What follows belongs to an exercise in optimizing a design on an open flow for small area; a production flow would make more cautious choices. The RTL was checked by simulation tests, not by an equivalence proof against the original design. Some runs may be left out. An edit can pass the tests and still lose a function that they never use. No activity file was given, so power comes from the tool's default toggle rates.

Fig. 1: run 1, wiring heat map
The bar under the picture is 100 um long. 22 x 22 tiles, from white (low) to dark blue (high), scaled to the fullest tile. Values are wire area over tile area, all layers added.
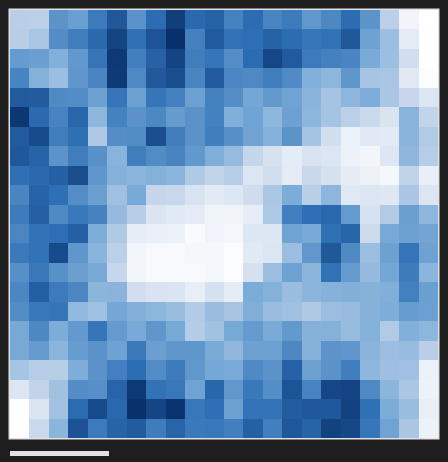
Fig. 2: run 1, sequential cells colored by netlist name
Other sequential cells in the stronger gray, the rest of the logic in the fainter gray.
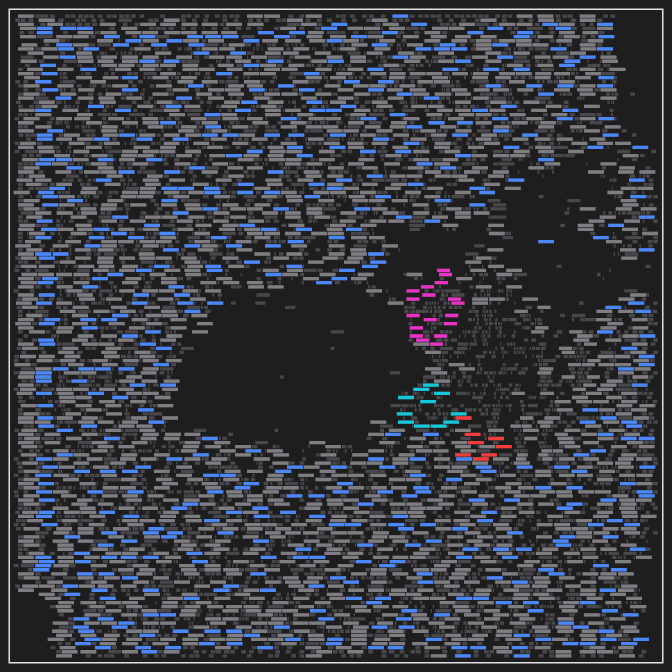
Fig. 3: run 1, PDN straps and rails
Pins as bars on the die edge. Tap cells in gray.
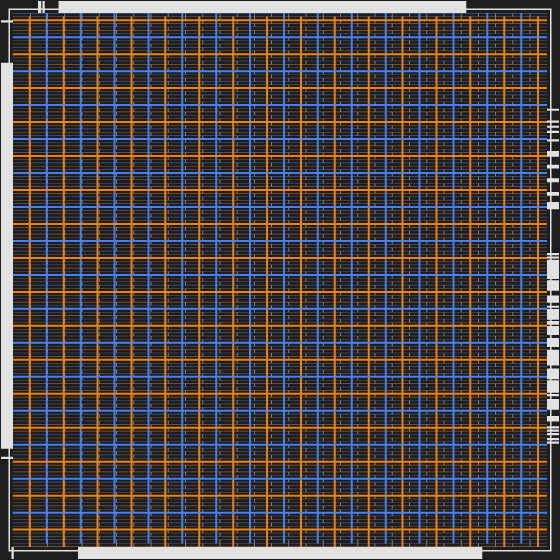
$ cat flow/run.sh
#!/bin/bash
# synth_recipe.tcl (not shown) runs the flow's synth.tcl, then flattens the netlist and writes it again
# the make line also repeats each setting of config.mk as NAME=value (left out here)
make -C /OpenROAD-flow-scripts/flow DESIGN_CONFIG=/design/flow/config.mk WORK_HOME=/design/flow/orfs CLKGATE_MAP_FILE= SYNTH_SCRIPT=/design/flow/synth_recipe.tcl finish
$ cat flow/design.v
module spi_transactor (
    input  wire       clk,
    input  wire       rst,
    input  wire       load,
    input  wire [7:0] load_data,
    output reg  [7:0] rx_byte,      
    output reg        done,
    output wire       active,       
    output reg        spi_clk,
    output wire       spi_mosi,
    input  wire       spi_miso
);
    reg       start;
    reg       busy;
    reg [2:0] div;
    reg       rise, fall;
    reg [3:0] bit_cnt;
    reg [7:0] tx_shift;
    reg [7:0] rx_shift;
    assign active   = start | busy | done;
    assign spi_mosi = ~busy | tx_shift[7];
    wire last = busy & fall & (bit_cnt == 4'd8);
    always @(posedge clk or posedge rst) begin
        if (rst) begin
            start   <= 1'b0;
            busy    <= 1'b0;
            done    <= 1'b0;
            spi_clk <= 1'b0;
        end else begin
            start <= load;
            done  <= last;
            if (!busy)
                spi_clk <= 1'b0;
            else if (div == 3'd4)
                spi_clk <= ~spi_clk;
            if (start && !busy)
                busy <= 1'b1;
            else if (last)
                busy <= 1'b0;
        end
    end
    always @(posedge clk) begin
        rise <= 1'b0;
        fall <= 1'b0;
        if (!busy)
            div <= 3'd0;
        else if (div == 3'd4) begin
            div  <= 3'd0;
            rise <= ~spi_clk;
            fall <= spi_clk;
        end else
            div <= div + 1'd1;
        if (start && !busy)
            bit_cnt <= 4'd0;
        else if (busy && rise) begin
            bit_cnt  <= bit_cnt + 1'd1;
            rx_shift <= {rx_shift[6:0], spi_miso};
        end
        if (load)
            tx_shift <= load_data;
        else if (busy && fall)
            tx_shift <= {tx_shift[6:0], 1'b0};
        if (done)
            rx_byte <= rx_shift;
    end
endmodule
module SD_Controller (
    input  wire         clk,
    input  wire         rst,
    input  wire         start,
    input  wire [511:0] key,
    output wire         done,
    output wire         spi_clk,
    output wire         spi_cs_n,
    output wire         spi_mosi,
    input  wire         spi_miso
);
localparam P_SETUP = 2'd0, P_SEND = 2'd1, P_WAIT = 2'd2, P_MISC = 2'd3;
localparam C_CMD0 = 4'd0, C_CMD8 = 4'd1, C_CMD59 = 4'd2, C_CMD55 = 4'd3,
           C_ACMD41 = 4'd4, C_CMD58 = 4'd5, C_CMD16 = 4'd6, C_READ = 4'd7,
           C_WRITE = 4'd8;
localparam M_IDLE = 4'd0, M_POWERUP = 4'd1, M_RTOKEN = 4'd2, M_RDATA = 4'd3,
           M_WWAIT = 4'd4, M_WTOKEN = 4'd5, M_WDATA = 4'd6, M_WRESP = 4'd7,
           M_WBUSY = 4'd8, M_ERROR = 4'd9;
reg  [3:0]  idx;
reg  [1:0]  ph;
reg         cs_n;
reg  [5:0]  cnt;        
reg  [10:0] tcnt;       
reg  [10:0] retry;
reg  [3:0]  rr;         
reg  [17:0] addr;       
wire       active;
wire       tx_done;
wire [7:0] rx_byte;
reg        load;
reg  [7:0] load_data;
assign spi_cs_n = cs_n;
assign done     = (ph == P_SETUP) && (idx == C_WRITE);
spi_transactor u_spi (
    .clk       (clk),
    .rst       (rst),
    .load      (load),
    .load_data (load_data),
    .rx_byte   (rx_byte),
    .done      (tx_done),
    .active    (active),
    .spi_clk   (spi_clk),
    .spi_mosi  (spi_mosi),
    .spi_miso  (spi_miso)
);
wire       in_misc = (ph == P_MISC);
wire       shift   = in_misc && ((idx == M_RDATA && tx_done) || (idx == M_WDATA && !active));
wire       xen     = in_misc && (idx == M_WWAIT) && (cnt == 6'd5);
wire [7:0] blk_byte;
xorEncr u_buf (
    .clk      (clk),
    .shift    (shift),
    .xen      (xen),
    .in_byte  (rx_byte),
    .key      (key),
    .out_byte (blk_byte)
);
reg [7:0] cmd_byte;
wire rw_cmd = (idx == C_READ) || (idx == C_WRITE);
always @(*) begin
    cmd_byte = 8'h00;
    case (cnt[2:0])
        3'd0: case (idx)
                C_CMD0:   cmd_byte = 8'h40;
                C_CMD8:   cmd_byte = 8'h48;
                C_CMD59:  cmd_byte = 8'h7B;
                C_CMD55:  cmd_byte = 8'h77;
                C_ACMD41: cmd_byte = 8'h69;
                C_CMD58:  cmd_byte = 8'h7A;
                C_CMD16:  cmd_byte = 8'h50;
                C_READ:   cmd_byte = 8'h51;
                default:  cmd_byte = 8'h58;
              endcase
        3'd1: cmd_byte = rw_cmd ? addr[17:10] : 8'h00;
        3'd2: cmd_byte = rw_cmd ? addr[9:2] : 8'h00;
        3'd3: cmd_byte = rw_cmd ? {addr[1:0], 6'd0} : (idx == C_CMD8) ? 8'h01 : 8'h00;
        3'd4: cmd_byte = (idx == C_CMD8) ? 8'hAA : (idx == C_CMD16) ? 8'h40 : 8'h00;
        default: case (idx)
                C_CMD0:   cmd_byte = 8'h95;
                C_CMD8:   cmd_byte = 8'h87;
                C_CMD59:  cmd_byte = 8'h01;
                C_CMD55:  cmd_byte = 8'h65;
                C_ACMD41: cmd_byte = 8'h01;
                C_CMD58:  cmd_byte = 8'hFF;
                C_CMD16:  cmd_byte = 8'hFF;
                default:  cmd_byte = 8'h01;
              endcase
    endcase
end
wire rx_ff  = (rx_byte == 8'hFF);
wire exp01  = (idx == C_CMD0) || (idx == C_CMD8) || (idx == C_CMD55);
wire rx_ok  = (rx_byte == {7'd0, exp01});
wire multi  = (idx == C_CMD8) || (idx == C_CMD58);
always @(*) begin
    load      = 1'b0;
    load_data = 8'hFF;
    if (!active) begin
        case (ph)
            P_SEND: begin load = 1'b1; load_data = cmd_byte; end
            P_WAIT: load = 1'b1;
            P_SETUP: ;
            default: case (idx)
                M_POWERUP: load = (tcnt < 11'd80);
                M_RTOKEN, M_RDATA, M_WRESP, M_WBUSY: load = 1'b1;
                M_WTOKEN: begin load = 1'b1; load_data = 8'hFE; end
                M_WDATA:  begin load = 1'b1; load_data = blk_byte; end
                default: ;
            endcase
        endcase
    end
end
always @(posedge clk or posedge rst) begin
    if (rst) begin
        ph    <= P_MISC;
        idx   <= M_IDLE;
        cs_n  <= 1'b1;
        retry <= 11'd0;
        addr  <= 18'd0;
    end else begin
        case (ph)
            P_SETUP: begin
                cs_n <= 1'b0;
                ph   <= P_SEND;
                if (idx == C_ACMD41) begin
                    retry <= retry + 1'd1;
                    if (retry > 11'd2000) begin ph <= P_MISC; idx <= M_ERROR; end
                end
            end
            P_SEND: begin
                if (tx_done && cnt == 6'd6) ph <= P_WAIT;
            end
            P_WAIT: begin
                if (tx_done) begin
                    if (!rx_ff && rx_ok && !(multi && cnt != 6'd4)) begin
                        if (idx == C_READ) begin
                            ph <= P_MISC; idx <= M_RTOKEN;
                        end else if (idx == C_WRITE) begin
                            ph <= P_MISC; idx <= M_WTOKEN;
                        end else begin
                            ph <= P_SETUP; idx <= idx + 1'd1;
                        end
                    end
                    if (rr >= 4'd10) begin
                        retry <= retry + 1'd1;
                        if (retry > 11'd2000) begin ph <= P_MISC; idx <= M_ERROR; end
                        else begin ph <= P_SETUP; idx <= C_CMD0; end
                    end
                end
            end
            default: case (idx)
                M_IDLE: begin
                    cs_n <= 1'b1;
                    idx  <= M_POWERUP;
                end
                M_POWERUP: begin
                    if (tcnt >= 11'd80) begin ph <= P_SETUP; idx <= C_CMD0; end
                end
                M_RTOKEN: begin
                    if (tx_done) begin
                        if (rx_byte == 8'hFE) idx <= M_RDATA;
                        else if (tcnt > 11'd1024) idx <= M_ERROR;
                    end
                end
                M_RDATA: begin
                    if (tx_done && cnt == 6'd63) idx <= M_WWAIT;
                end
                M_WWAIT: begin
                    if (cnt == 6'd9) begin ph <= P_SETUP; idx <= C_WRITE; end
                end
                M_WTOKEN: begin
                    if (tx_done) idx <= M_WDATA;
                end
                M_WDATA: begin
                    if (tx_done && cnt == 6'd63) idx <= M_WRESP;
                end
                M_WRESP: begin
                    if (tx_done && rx_byte[4:0] == 5'h05) idx <= M_WBUSY;
                end
                M_WBUSY: begin
                    if (tx_done && rx_ff) begin
                        addr <= addr + 1'd1;
                        cs_n <= 1'b1;
                        ph   <= P_SETUP;
                        idx  <= C_READ;
                    end
                end
                M_ERROR: begin
                    cs_n <= 1'b1;
                end
                default: ;
            endcase
        endcase
    end
end
always @(posedge clk) begin
    case (ph)
        P_SETUP: begin
            cnt <= 6'd0;
            if (idx == C_CMD0 || idx == C_CMD8) begin
                rr   <= 4'd0;
                tcnt <= 11'd0;
            end
        end
        P_SEND: begin
            if (!active) cnt <= cnt + 1'd1;
            else if (tx_done && cnt == 6'd6) cnt <= 6'd0;
        end
        P_WAIT: begin
            if (!active) tcnt <= tcnt + 1'd1;
            else if (tx_done) begin
                if (!rx_ff) begin
                    tcnt <= 11'd0;
                    if (rx_ok) begin
                        if (multi && cnt != 6'd4) cnt <= cnt + 1'd1;
                    end else
                        rr <= rr + 1'd1;
                end else if (tcnt > 11'd1000)
                    rr <= rr + 1'd1;
            end
        end
        default: case (idx)
            M_IDLE: tcnt <= 11'd0;
            M_POWERUP: if (tx_done) tcnt <= tcnt + 1'd1;
            M_RTOKEN: begin
                if (tx_done) begin
                    if (rx_byte == 8'hFE) begin cnt <= 6'd0; tcnt <= 11'd0; end
                    else tcnt <= tcnt + 1'd1;
                end
            end
            M_RDATA: if (tx_done && cnt != 6'd63) cnt <= cnt + 1'd1;
            M_WWAIT: begin
                if (cnt == 6'd63) cnt <= 6'd0;
                else if (cnt != 6'd0 || start) cnt <= cnt + 1'd1;
            end
            M_WDATA: if (tx_done && cnt != 6'd63) cnt <= cnt + 1'd1;
            default: ;
        endcase
    endcase
end
endmodule
module regfile_1024bit (
    input  wire         clk,        
    input  wire         rw,         
    input  wire         sel,        
    input  wire [511:0] data_in,    
    output reg  [511:0] data_out    
);
    reg [511:0] lo;
    reg [511:0] hi;
    always @(posedge clk) begin
        if (rw) begin
            if (sel) hi <= data_in;
            else     lo <= data_in;
        end else begin
            data_out <= sel ? hi : lo;
        end
    end
endmodule
module xorEncr (
    input  wire         clk,
    input  wire         shift,      
    input  wire         xen,        
    input  wire [7:0]   in_byte,
    input  wire [511:0] key,
    output wire [7:0]   out_byte
);
    reg [511:0] d;
    always @(posedge clk) begin
        if (shift)
            d <= {d[503:0], in_byte};
        else if (xen)
            d <= d ^ key;
    end
    assign out_byte = d[511:504];
endmodule
module sd_encr_device (
    input wire clk,                     
    input wire rst,                     
    input wire start,                   
    input wire rw_flag,                 
    output wire done,                   
    output wire sd_clk,
    output wire sd_cs_n,
    output wire sd_mosi,
    input  wire sd_miso,
    input wire key_rw,                  
    input wire key_sel,                 
    input wire [511:0] key_data_in,     
    output wire [511:0] key_data_out    
);
    regfile_1024bit u_regfile (
        .clk      (clk),
        .rw       (key_rw),
        .sel      (key_sel),
        .data_in  (key_data_in),
        .data_out (key_data_out)
    );
    SD_Controller u_sd_controller (
        .clk      (clk),
        .rst      (rst),
        .start    (start),
        .key      (key_data_out),
        .done     (done),
        .spi_clk  (sd_clk),
        .spi_cs_n (sd_cs_n),
        .spi_mosi (sd_mosi),
        .spi_miso (sd_miso)
    );
endmodule
$ cat flow/config.mk
export PLATFORM = sky130hd
export DESIGN_NAME = sd_encr_device
export DESIGN_NICKNAME = sd_encr_device
export VERILOG_FILES = /design/flow/design.v
export SDC_FILE = /design/flow/constraint.sdc
export NUM_CORES = 4
export LEC_CHECK = 0
export CAP_MARGIN = 20
export CORE_MARGIN = 2
export CORE_UTILIZATION = 45
export PLACE_DENSITY_LB_ADDON = 0.2
export SLEW_MARGIN = 20
$ cat flow/constraint.sdc
create_clock -name core_clock -period 10.0 [get_ports {clk}]
set_input_delay 2.0000 -clock core_clock [delete_from_list [all_inputs] [get_ports {clk}]]
set_output_delay 2.0000 -clock core_clock [all_outputs]
set_load 0.01 [all_outputs]
==> results.txt, run 1 <==
Req. time, crit path ~8.0 ns; most numerous cell in the Yosys netlist edfxtp_1; post-CTS sizing 0; Finished Layout Cells roughly 8,500; CP bufs+invs 2; dpl hpwl between 150,000 and 200,000 um; final setup violation count 0; Final WS setup 4.834 ns; Worst setup endpoint done; FF+latch count, synth 2,142; Primary FF master, synth edfxtp_1; CP max stage delay about 0.61 ns; routability cong. approximately 0.86; Rows ~160; clk buf depth 3; number of synthesized flops with an enable pin 2,093; Core Area between 150,000 and 200,000 sq um; clk slew on worst S/H paths about 0.06 ns; Crit Reg-Reg Endpoint u_sd_controller.u_buf.d[336]$_DFFE_PP_; crit path max fanout 13; WS Path Type reg2out; Syn Inst Count between 4,000 and 5,000; Setup crit start u_sd_controller.idx[1]$_DFFE_PP0P_; htree depth 4; CTS tree built; synthesized area per cell around 17 sq um; CTS Root Cell clkbuf_16; Layout area overhead 24.44%; Synth cell types between 80 and 90; HP Start u_sd_controller.u_spi.rx_shift[7]$_DFFE_PP_; dpl ws approximately 4.4 ns; DP Area about 96,000 sq um; Clock Sinks around 2,100; RSZ-0062 raised after global routing false; total congestion overflow 0; I/O pin cnt 1,035; cell count of the worst hold path 0; synthesized area 82,620 sq um; minimum clock period just over 5 ns; clk_skew roughly 0.026 ns; drt drc 0; global-route wire length before repair 314,500 um; max_cap viols 0; CTS Buf Count between 200 and 250; area leader, netlist edfxtp_1; hold crit path type reg2reg; CP Cell Sequence inv_1 > ha_1 > and3b_1 > and2_1 > clkdlybuf4s50_1; vias in the first global route approximately 46,000; post-synthesis sequential area ratio 0.7751; DRT iter0 DRCs roughly 3,700; Final Cell Area 102,800 sq um; Critical Path Stages 5; drt pass-1 iters 7; post-layout util 0.5628; final-report hold violation count 0; commonest non-fill, non-tap cell in the layout edfxtp_1; post-route ant nets 0; Critical R2R Launch u_sd_controller.u_spi.done$_DFF_PP0_; top cell type's share of synthesized area 0.7607; pin count of the biggest net entering global routing 209; status timing/DRC/antenna clean; Post CTS Setup Buffer Count 0; Crit. End Element primary output; nets between 6,000 and 7,000; Hold Buf Count CTS 0; Synth top cells by count edfxtp_1, nor2_1, xnor2_1, a21oi_1, mux2_2; PortBufs 1,033; Placed Cells incl. Taps slightly above 8,000; Peak Freq between 150 and 200 MHz; most frequent cells in the layout edfxtp_1, clkdlybuf4s50_1, nor2_1; ranking of synthesized cells by area edfxtp_1, mux2_2, xnor2_1; post-synthesis async set-or-reset flop share 0.01867; relative slew slack 0.2633; Clock Latency Late Sink 0.86 ns; mux share of post-synthesis cell area 0.07140; Synth Area in XOR/XNOR 0.05894; initial cell density of the core 0.4522; PD cells around 200 nW/um^2; CP delay by family, top buffers and inverters; cells on worst reg2reg path 8; Filler Cells Inserted around 14,000; Hold EP u_sd_controller.u_spi.rx_byte[7]$_DFFE_PP_; Final Max Slew Viols 0; setup tns final 0 ns; worst-margin pin slew 1.105 ns; die area 187,000 sq um; Post-Synth Adder-Cell Area 0.003937; Syn Nets 5,397; DR vias/cell around 5.3; largest family of logic cells by synthesized area multiplexers; Startpoint Class flop; Arrival @ worst endpoint between 3 and 4 ns; share of post-route cells with drive strength above 1 0.1436; Lkg Pwr about 34 nW; Slowest-stage cell, CP clkdlybuf4s50_1; flop2flop setup slack approximately 5.1 ns; initial antenna violation count 90; Final Cycle Share 0.5166; Compound-Gate Fraction of Synth Area 0.04240
Back to the opening pictures, Fig. 1:
54% of the tiles are over half the peak. 1.7% of the tiles are nearly empty. The mean over all tiles is 0.20. The fullest tile reaches 0.39.
vias after detailed routing: 45,030
GRT Util Overall: 0.2341
WL final: 223,800 um
DR WL/cell: 26.19 um

Back to the opening pictures, Fig. 2:
u_regfile.data_out: shown in blue, sequential cells 512, where spread over the die. u_sd_controller.u_spi.rx_byte: shown in red, sequential cells 8. u_sd_controller.tcnt: shown in cyan, sequential cells 11. u_sd_controller.addr: shown in magenta, sequential cells 18.
Another 1,593 sequential cells are not colored.
flip-flop and latch area: 64,040 sq um
Seq/total area: 0.6228
Seq group: 0.0106 W

Back to the opening pictures, Fig. 3:
VSS: shown in orange. VDD: shown in blue.
2,385 tap cells. 1,035 signal pins sit on the boundary. 31 straps on met4. 31 straps on met5. 158 met1 rails follow the rows.
VDD IR max: 0.0001760 V
die height: 432.5 um
Die X-Extent: 432.5 um

-- run 1: layout make-up --
| type | instances | area [sq um] | area share |
|---|---|---|---|
| Clock buffer | 271 | 5707 | 0.05551 |
| Sequential cell | 2142 | 64040 | 0.6228 |
| Inverter | 32 | 123.9 | 0.001205 |
| Antenna cell | 38 | 95.09 | 0.0009249 |
| Multi-Input combinational cell | 2481 | 17700 | 0.1722 |
| Clock inverter | 121 | 1272 | 0.01238 |
| Tap cell | 2385 | 2984 | 0.02903 |
| Timing Repair Buffer | 1076 | 10890 | 0.1060 |
-- run 1: routing by layer --
metal  wire (um)  vias up  track usage
li1            -    20440            -
met1       85400    22780       0.2782
met2      113100     1306       0.3972
met3       14590      462      0.06127
met4       10410       44       0.1099
met5         296        -            0
-- run 1: per-stage QoR --
stage          hold slack (ns)  total power (W)
2_1_floorplan           0.4003          0.01144
3_3_place_gp            0.4073          0.01211
3_5_place_dp            0.4267          0.01215
4_1_cts                 0.4289          0.02018
5_1_grt                 0.4539          0.02061
6_report                0.4427          0.01999
-- run 1: power by group --
part	total, W	switching [W]	internal, W
Combinational	0.00134	0.000609	0.000734
Clock	0.00804	0.00343	0.00461
Sequential	0.0106	0.000212	0.0104
Fig. 4: run 1, top view of the die
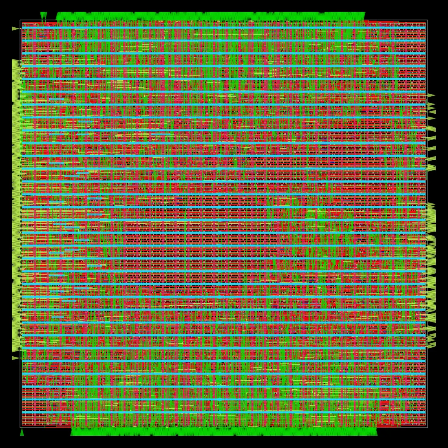

## Run 2: what changed since run 1
--- a/flow/design.v
+++ b/flow/design.v
@@ -331,12 +331,8 @@
     output wire [7:0]   out_byte
 );
     reg [511:0] d;
-    always @(posedge clk) begin
-        if (shift)
-            d <= {d[503:0], in_byte};
-        else if (xen)
-            d <= d ^ key;
-    end
+    always @(posedge clk)
+        d <= shift ? {d[503:0], in_byte} : (d ^ (key & {512{xen}}));
     assign out_byte = d[511:504];
 endmodule
 module sd_encr_device (
Fig. 5: run 2, top view of the die
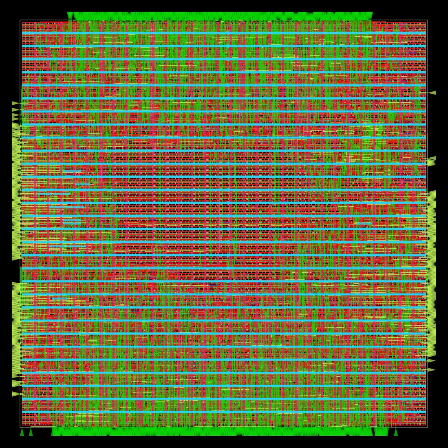
Die X-Extent: 424.3 um
Finished Layout Cells: 9,022
die height: 424.3 um
post-layout util: 0.5645

Fig. 6: run 2, sequential cells colored by netlist name
Other sequential cells in the stronger gray, the rest of the logic in the fainter gray.
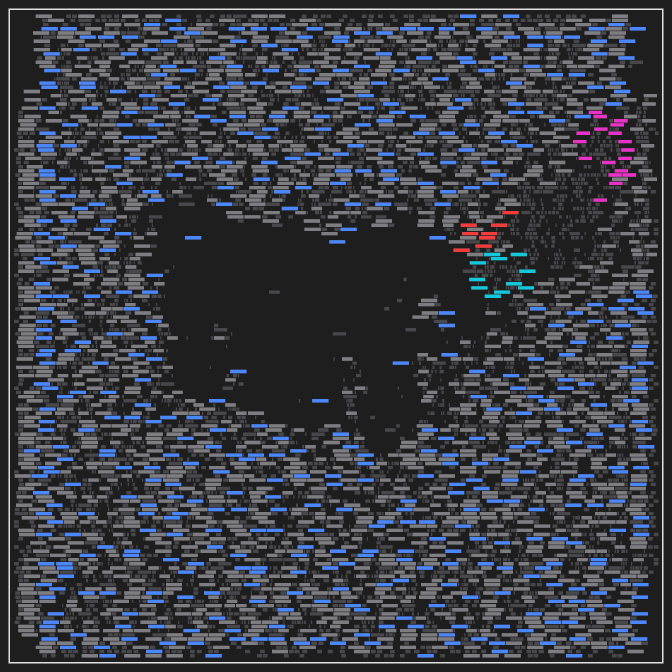
u_sd_controller.u_spi.rx_byte: shown in red, sequential cells 8. u_sd_controller.addr: shown in magenta, sequential cells 18, where top right. u_sd_controller.tcnt: shown in cyan, sequential cells 11, where right middle. u_regfile.data_out: shown in blue, sequential cells 512, where spread over the die.
Seq/total area: 0.5932
flip-flop and latch area: 58,910 sq um

Fig. 7: run 2, clock network drawn from the DEF
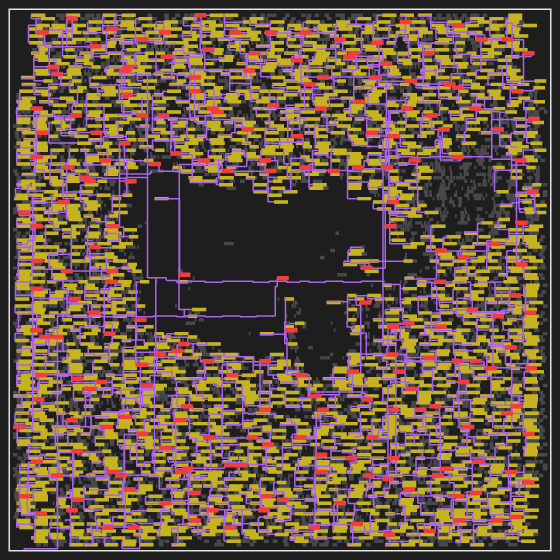
clock wires: shown in purple, length 25.0 mm. flip-flops: shown in yellow, count 2,142. clock drivers: shown in red, count 214.
There are 215 routed clock nets. Position of the flops: spread over the die.
Clk network pwr share: 0.409
clk_skew: 0.04071 ns
Clock Latency Late Sink: 0.87 ns
Clk. pwr: 0.00786 W

Fig. 8: run 2, wiring heat map
The bar under the picture is 100 um long. 21 x 21 tiles, from white (low) to dark blue (high), scaled to the fullest tile. Values are wire area over tile area, all layers added.
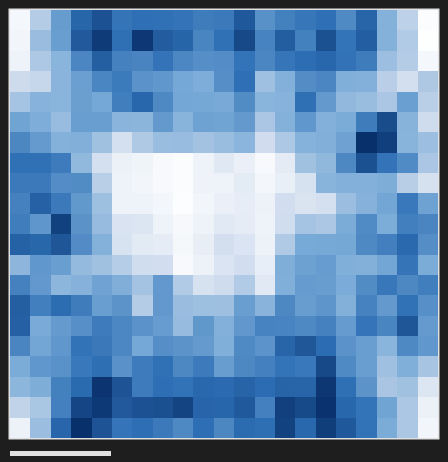
The fullest tile reaches 0.38. The mean over all tiles is 0.20. 1.1% of the tiles are nearly empty. The emptiest ninth of the die: middle. 57% of the tiles are over half the peak.
DR WL/cell: 24.31 um
WL final: 219,300 um
vias after detailed routing: 46,310
GRT Util Overall: 0.2362

==> results.txt, run 2 <==
status timing/DRC/antenna clean; global-route wire length before repair 309,900 um (-1.5%); PD cells 193.6 nW/um^2 (-0.43%); htree depth 4 (unchanged); DR vias/cell 5.133 (-2.6%); Rows 154 (-1.9%); Metal-1 WL 85,290 um (-0.13%); Met2 Wirelength 112,000 um (-0.97%); CP Cell Sequence inv_1 > ha_1 > nand3b_1 > nor2_1 > clkdlybuf4s50_1; Syn Nets 5,957 (+10%); pin count of the biggest net entering global routing 205 (-1.9%); synthesized area 79,490 sq um (-3.8%); Switch Pwr 0.004171 W (-1.9%); hold crit path type reg2reg; clk buf depth 3 (unchanged); initial antenna violation count 77 (-14%); ranking of synthesized cells by area edfxtp_1, dfxtp_1, mux2_2; Hold EP u_sd_controller.u_spi.rx_byte[7]$_DFFE_PP_; vias in the first global route 45,760 (+0.39%); top cell type's share of synthesized area 0.5973 (-0.1635); M2 GR Usage 0.4073 (+0.01017); I/O pin cnt 1,035 (unchanged); combinational power share 0.058 (-0.009); dpl hpwl 149,400 um (-2.6%); Startpoint Class flop; Clock Sinks 2,142 (unchanged); CP delay by family, top simple AND/OR/NAND/NOR gates; final-report hold violation count 0 (unchanged); Crit. End Element primary output; drt drc 0 (unchanged); share of post-route cells with drive strength above 1 0.1330 (-0.01054); Crit Reg-Reg Endpoint u_sd_controller.u_buf.d[114]$_DFF_P_; CTS tree built; Comb. pwr 0.00112 W (-16%); met3 wire len 12,420 um (-15%); routability cong. 0.8535 (-0.49%); cells on worst reg2reg path 8 (unchanged); Lkg Pwr 36.01 nW (+5.3%); setup tns final 0 ns (unchanged); GR Util met1 0.2827 (+0.004539); number of synthesized flops with an enable pin 1,581 (-24%); WS Path Type reg2out; Final Max Slew Viols 0 (unchanged); most numerous cell in the Yosys netlist edfxtp_1; post-synthesis async set-or-reset flop share 0.01867 (unchanged); relative slew slack 0.1761 (-0.08718); total congestion overflow 0 (unchanged); flop2flop setup slack 5.53 ns (+0.47 ns); Final Cell Area 99,310 sq um (-3.4%); CP max stage delay 0.57 ns (-0.04 ns); Seq group 0.0103 W (about the same); PortBufs 1,033 (unchanged); Critical R2R Launch u_sd_controller.idx[3]$_DFFE_PP0P_; Slowest-stage cell, CP clkdlybuf4s50_1; top power group registers; CTS Root Cell clkbuf_16; final hold slack 0.4203 ns (-0.02248 ns); area leader, netlist edfxtp_1; worst-margin pin slew 1.236 ns (+0.1308 ns); Worst setup endpoint done; CP bufs+invs 2 (unchanged); most frequent cells in the layout edfxtp_1, clkdlybuf4s50_1, nand2_1; power share of the sequential group 0.533 (+0.002); Final WS setup 4.687 ns (-0.1468 ns); synthesized area per cell 14.69 sq um (-14%); die area 180,000 sq um (-3.8%); crit path max fanout 13 (unchanged); drt pass-1 iters 5 (-2); final setup violation count 0 (unchanged); Syn Inst Count 5,412 (+12%); dpl ws 4.258 ns (-0.1521 ns); Hold Buf Count CTS 0 (unchanged); clk slew on worst S/H paths 0.06 ns (about the same); CTS Buf Count 214 (-1.8%); Peak Freq 188.2 MHz (-2.8%); Final Cycle Share 0.5313 (+0.01468); met3 usage 0.05086 (-0.01041); nets 6,999 (+7.7%); commonest non-fill, non-tap cell in the layout edfxtp_1; Layout area overhead 24.94%; DRT iter0 DRCs 3,353 (-8.7%); Highest Signal Layer met5; cell count of the worst hold path 0 (unchanged); RSZ-0062 raised after global routing false; GRT Max-Usage Layer met2; initial cell density of the core 0.4518 (about the same); sw frac 0.2169 (+0.004172)
==> run 2: cell types whose count changed after synthesis, sizes merged, moves of 7 or more <==
cell	before	now
dfxtp	9	521
nor2	575	565
xnor2	541	29
xor2	15	528
nand3	21	29
nor3	13	20
nand2	50	567
edfxtp	2093	1581
clkbuf	147	186
buf	50	65
==> run 2: metrics by stage <==
step	total power, W	std cells
3_5_place_dp	0.01157	8578
3_3_place_gp	0.01153	8578
4_1_cts	0.01941	8986
5_1_grt	0.01981	9016
6_report	0.01923	9022
2_1_floorplan	0.01090	5412
==> run 2: area by class of cell <==
type                    count  area [sq um]
inverters                  28         108.9
multi-input cells        2991         19490
clock buffers             298          5923
repair buffers           1077         10860
fillers                 14220         76610
well taps                2340          2928
clock inverters           110         994.7
flip-flops and latches   2142         58910
diodes                     36         90.09
==> run 2: cells by family (layout without fill, tap and decap cells) <==
logic type,count (synthesis),count (layout),synth area share
adders and majority gates,26,26,0.004093
muxes,520,520,0.07371
xor gates and xnor gates,557,557,0.06137
AOI/OAI and AO/OA,640,640,0.04318
buffers and inverters,279,1513,0.01398
DFF,2142,2142,0.7411
and+or+nand+nor,1248,1248,0.06254
other,0,36,0
Fig. 9: run 2, signal routing as the flow saved it
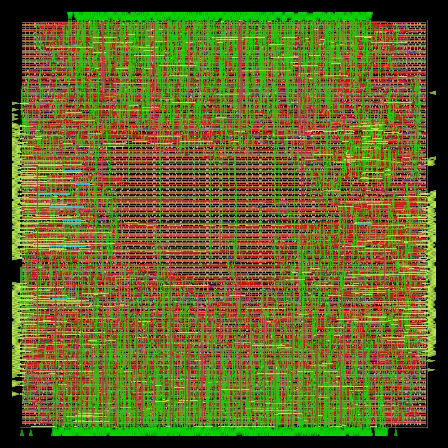

## Run 3: what changed since run 2
==> flow/flow/run.sh (new file) <==
#!/bin/bash
# The standard layout (standard.sh: standard synthesis, floorplan, place,
# CTS, route, finish) with one change: the buffer on every input and output
# port is sky130_fd_sc_hd__buf_1 instead of the cell buffer_ports picks itself.
set -euo pipefail
cd "$(dirname "${BASH_SOURCE[0]}")/.."
bash standard.sh "BUFFER_PORTS_ARGS=-buffer_cell sky130_fd_sc_hd__buf_1" finish > standard_finish.log 2>&1
==> flow/standard.sh (new file) <==
#!/bin/bash
# synth_recipe.tcl (not shown) runs the flow's synth.tcl, then flattens the netlist and writes it again
# the make line also repeats each setting of config.mk as NAME=value (left out here)
make -C /OpenROAD-flow-scripts/flow DESIGN_CONFIG=/design/flow/config.mk WORK_HOME=/design/flow/orfs CLKGATE_MAP_FILE= SYNTH_SCRIPT=/design/flow/synth_recipe.tcl "${@:-finish}"
--- a/flow/config.mk
+++ b/flow/config.mk
@@ -8,5 +8,6 @@
 export CAP_MARGIN = 20
 export CORE_MARGIN = 2
 export CORE_UTILIZATION = 45
+export CTS_BUF_LIST = sky130_fd_sc_hd__clkbuf_4 sky130_fd_sc_hd__clkbuf_8
 export PLACE_DENSITY_LB_ADDON = 0.2
 export SLEW_MARGIN = 20
removed: flow/run.sh
Fig. 10: run 3, signal routing as the flow saved it
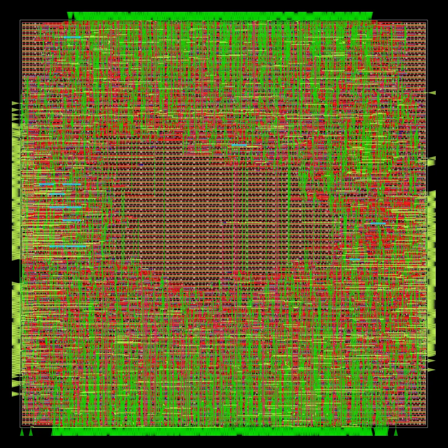
WL final: 218,100 um
DR WL/cell: 23.50 um
GRT Util Overall: 0.2341
Highest Signal Layer: met5

Fig. 11: run 3, top view of the die
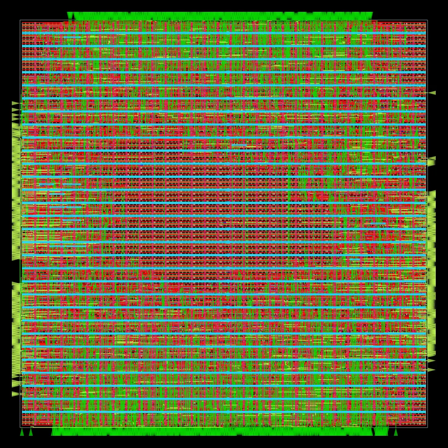
Rows: 154
Finished Layout Cells: 9,281
Final Cell Area: 93,170 sq um

Fig. 12: run 3, PDN straps and rails
Pins as bars on the die edge. Tap cells in gray.
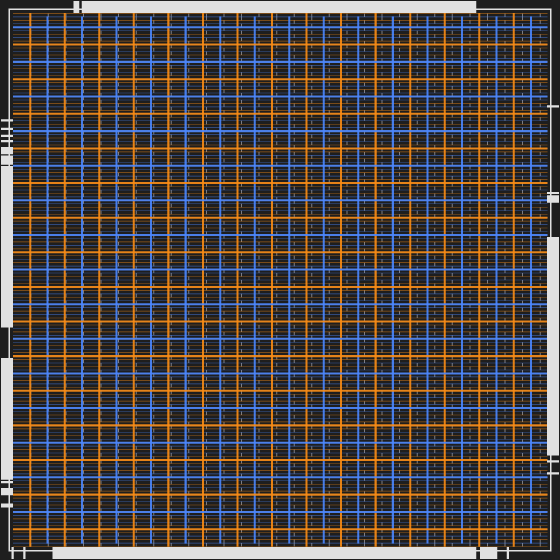
VSS: shown in orange. VDD: shown in blue.
155 met1 rails follow the rows. 2,340 tap cells. 30 straps on met5. 30 straps on met4.
VDD IR max: 0.0002009 V
Core Area: 175,900 sq um

Fig. 13: run 3, wiring heat map
The bar under the picture is 100 um long. 21 x 21 tiles, from white (low) to dark blue (high), scaled to the fullest tile. Values are wire area over tile area, all layers added.
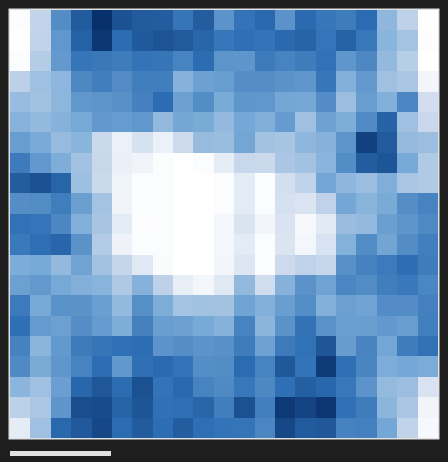
The fullest tile reaches 0.40. 58% of the tiles are over half the peak. The mean over all tiles is 0.20.
vias after detailed routing: 47,200

==> results.txt, run 3 <==
status timing/DRC/antenna clean; Startpoint Class flop; clk buf depth 4 (+1); total congestion overflow 0 (unchanged); htree depth 5 (+1); final-report hold violation count 0 (unchanged); clk_skew 0.1059 ns (+0.06516 ns); Filler Cells Inserted 15,160 (+6.6%); Lkg Pwr 33.69 nW (-6.4%); Die X-Extent 424.3 um (unchanged); Hold Buf Count CTS 0 (unchanged); dpl hpwl 147,200 um (-1.5%); Peak Freq 198.9 MHz (+5.7%); Layout area overhead 17.22%; cells on worst reg2reg path 8 (unchanged); CTS Root Cell clkbuf_8; Critical R2R Launch u_sd_controller.u_spi.done$_DFF_PP0_; PD cells 201.8 nW/um^2 (+4.2%); global-route wire length before repair 309,400 um (-0.18%); die area 180,000 sq um (unchanged); final setup violation count 0 (unchanged); Synth top cells by count edfxtp_1, nand2_1, nor2_1, a21oi_1, xor2_1; Critical Path Stages 5; PortBufs 1,033 (unchanged); drt pass-1 iters 5 (unchanged); I/O pin cnt 1,035 (unchanged); DP Area 85,870 sq um; number of synthesized flops with an enable pin 1,581 (unchanged); Worst setup endpoint done; DRT iter0 DRCs 3,309 (-1.3%); post-CTS sizing 0; relative slew slack 0.2948 (+0.1187); most numerous cell in the Yosys netlist edfxtp_1; final hold slack 0.4155 ns (-0.004707 ns); hold crit path type reg2reg; Clock Sinks 2,142 (unchanged); dpl ws 4.060 ns (-0.1984 ns); Post CTS Setup Buffer Count 0; crit path max fanout 13 (unchanged); ranking of synthesized cells by area edfxtp_1, dfxtp_1, mux2_2; Crit. End Element primary output; cell count of the worst hold path 0 (unchanged); DR vias/cell 5.086 (-0.91%); Final Cycle Share 0.5029 (-0.02842); CTS Buf Count 364 (+70%); clk slew on worst S/H paths 0.06 ns (about the same); CTS tree built; vias in the first global route 47,360 (+3.5%); Placed Cells incl. Taps 8,582 (+0.047%); setup tns final 0 ns (unchanged); post-layout util 0.5296 (-0.03489); Syn Nets 5,957 (unchanged); Slowest-stage cell, CP ha_1; Clock Latency Late Sink 1.11 ns (+0.24 ns); most frequent cells in the layout edfxtp_1, buf_1, nand2_1; synthesized area 79,490 sq um (unchanged); RSZ-0062 raised after global routing false; WS Path Type reg2out; commonest non-fill, non-tap cell in the layout edfxtp_1; flop2flop setup slack 5.97 ns (+0.44 ns); nets 7,153 (+2.2%); FF+latch count, synth approximately 2,100; die height 424.3 um (unchanged); Final WS setup 4.971 ns (+0.2842 ns); drt drc 0 (unchanged); area leader, netlist edfxtp_1; CP max stage delay 0.53 ns (-0.04 ns); top cell type's share of synthesized area 0.5973 (unchanged); Final Max Slew Viols 0 (unchanged); CP delay by family, top simple AND/OR/NAND/NOR gates; routability cong. 0.8522 (-0.15%); pin count of the biggest net entering global routing 180 (-12%); Syn Inst Count 5,412 (unchanged); Setup crit start u_sd_controller.idx[1]$_DFFE_PP0P_; CP bufs+invs 2 (unchanged); CP Cell Sequence inv_1 > ha_1 > nand3b_1 > nor2_1 > buf_1; worst-margin pin slew 1.058 ns (-0.1780 ns); post-synthesis sequential area ratio 0.7411; share of post-route cells with drive strength above 1 0.1706 (+0.03755); synthesized area per cell 14.69 sq um (unchanged); Crit Reg-Reg Endpoint u_sd_controller.u_buf.d[262]$_DFF_P_; initial cell density of the core 0.4518 (unchanged); Hold EP u_sd_controller.u_spi.rx_byte[7]$_DFFE_PP_; Synth cell types 68; Tot Pwr 0.01880 W (-2.2%); post-synthesis async set-or-reset flop share 0.01867 (unchanged); initial antenna violation count 78 (+1.3%)
==> run 3: cell counts after synthesis <==
Identical to the previous run, type by type.
==> run 3: where the power goes <==
group	internal, W	switching (W)
clock network	0.00430	0.00344
registers	0.0101	0.000190
logic	0.000281	0.000514
total	0.0147	0.00415
==> run 3: cell families (layout without fill, tap and decap cells) <==
group	Yosys count	count (layout)	share of synthesized area
other cells	0	46	0
buf+inv	279	1762	0.01398
mux	520	520	0.07371
simple gates	1248	1248	0.06254
xor+xnor	557	557	0.06137
compound gates	640	640	0.04318
fa+ha+maj	26	26	0.004093
flops	2142	2142	0.7411
==> run 3: routing by layer <==
metal	up-vias	global-route usage	part of all wire
li1	21820	-	-
met5	-	0	0.00079
met4	24	0.1263	0.049
met1	23480	0.2741	0.38
met2	1400	0.3956	0.50
met3	474	0.05905	0.062
==> run 3: area by class of cell <==
type	count	area [sq um]	share of cell area
flip-flops and latches	2142	58910	0.6323
clock buffers	559	6743	0.07237
multi-input cells	2991	19490	0.2092
well taps	2340	2928	0.03142
clock inverters	94	447.9	0.004808
diodes	46	115.1	0.001235
inverters	28	108.9	0.001168
repair buffers	1081	4429	0.04754

port drivers added, routing unchanged:
The flow's constraints put no driver on any port. The routed layouts listed below were extracted and timed again, unchanged, in two steps. Step 1 (the two cells are an assumption about what drives the block):
set clk [get_ports {clk}]
set_driving_cell -lib_cell sky130_fd_sc_hd__clkbuf_16 $clk
set_driving_cell -lib_cell sky130_fd_sc_hd__buf_2 [delete_from_list [all_inputs] $clk]
Step 2 times the ports against the registers' clock, not the clock port: input delays grow and output delays shrink by t, the midpoint of the rising clock arrivals with the driver on. Slacks: ideal / step 1 / step 2; pairs: ideal / step 1.
| run | t (ns) | setup WS [ns] | worst setup path at the end | cell pins on the clock port's net |
|---|---|---|---|---|
| run 1 | 0.931 | 4.834 / 4.750 / 4.365 | input to register | 1 |
| run 2 | 0.930 | 4.687 / 4.601 / 4.118 | input to register | 1 |
| run 3 | 1.129 | 4.971 / 4.894 / 4.087 | input to register | 1 |
After both steps setup and hold are still met in every run listed. For run 3, which loses most, drivers alone change the setup slack by -0.077 ns; drivers and shift together by -0.884 ns.
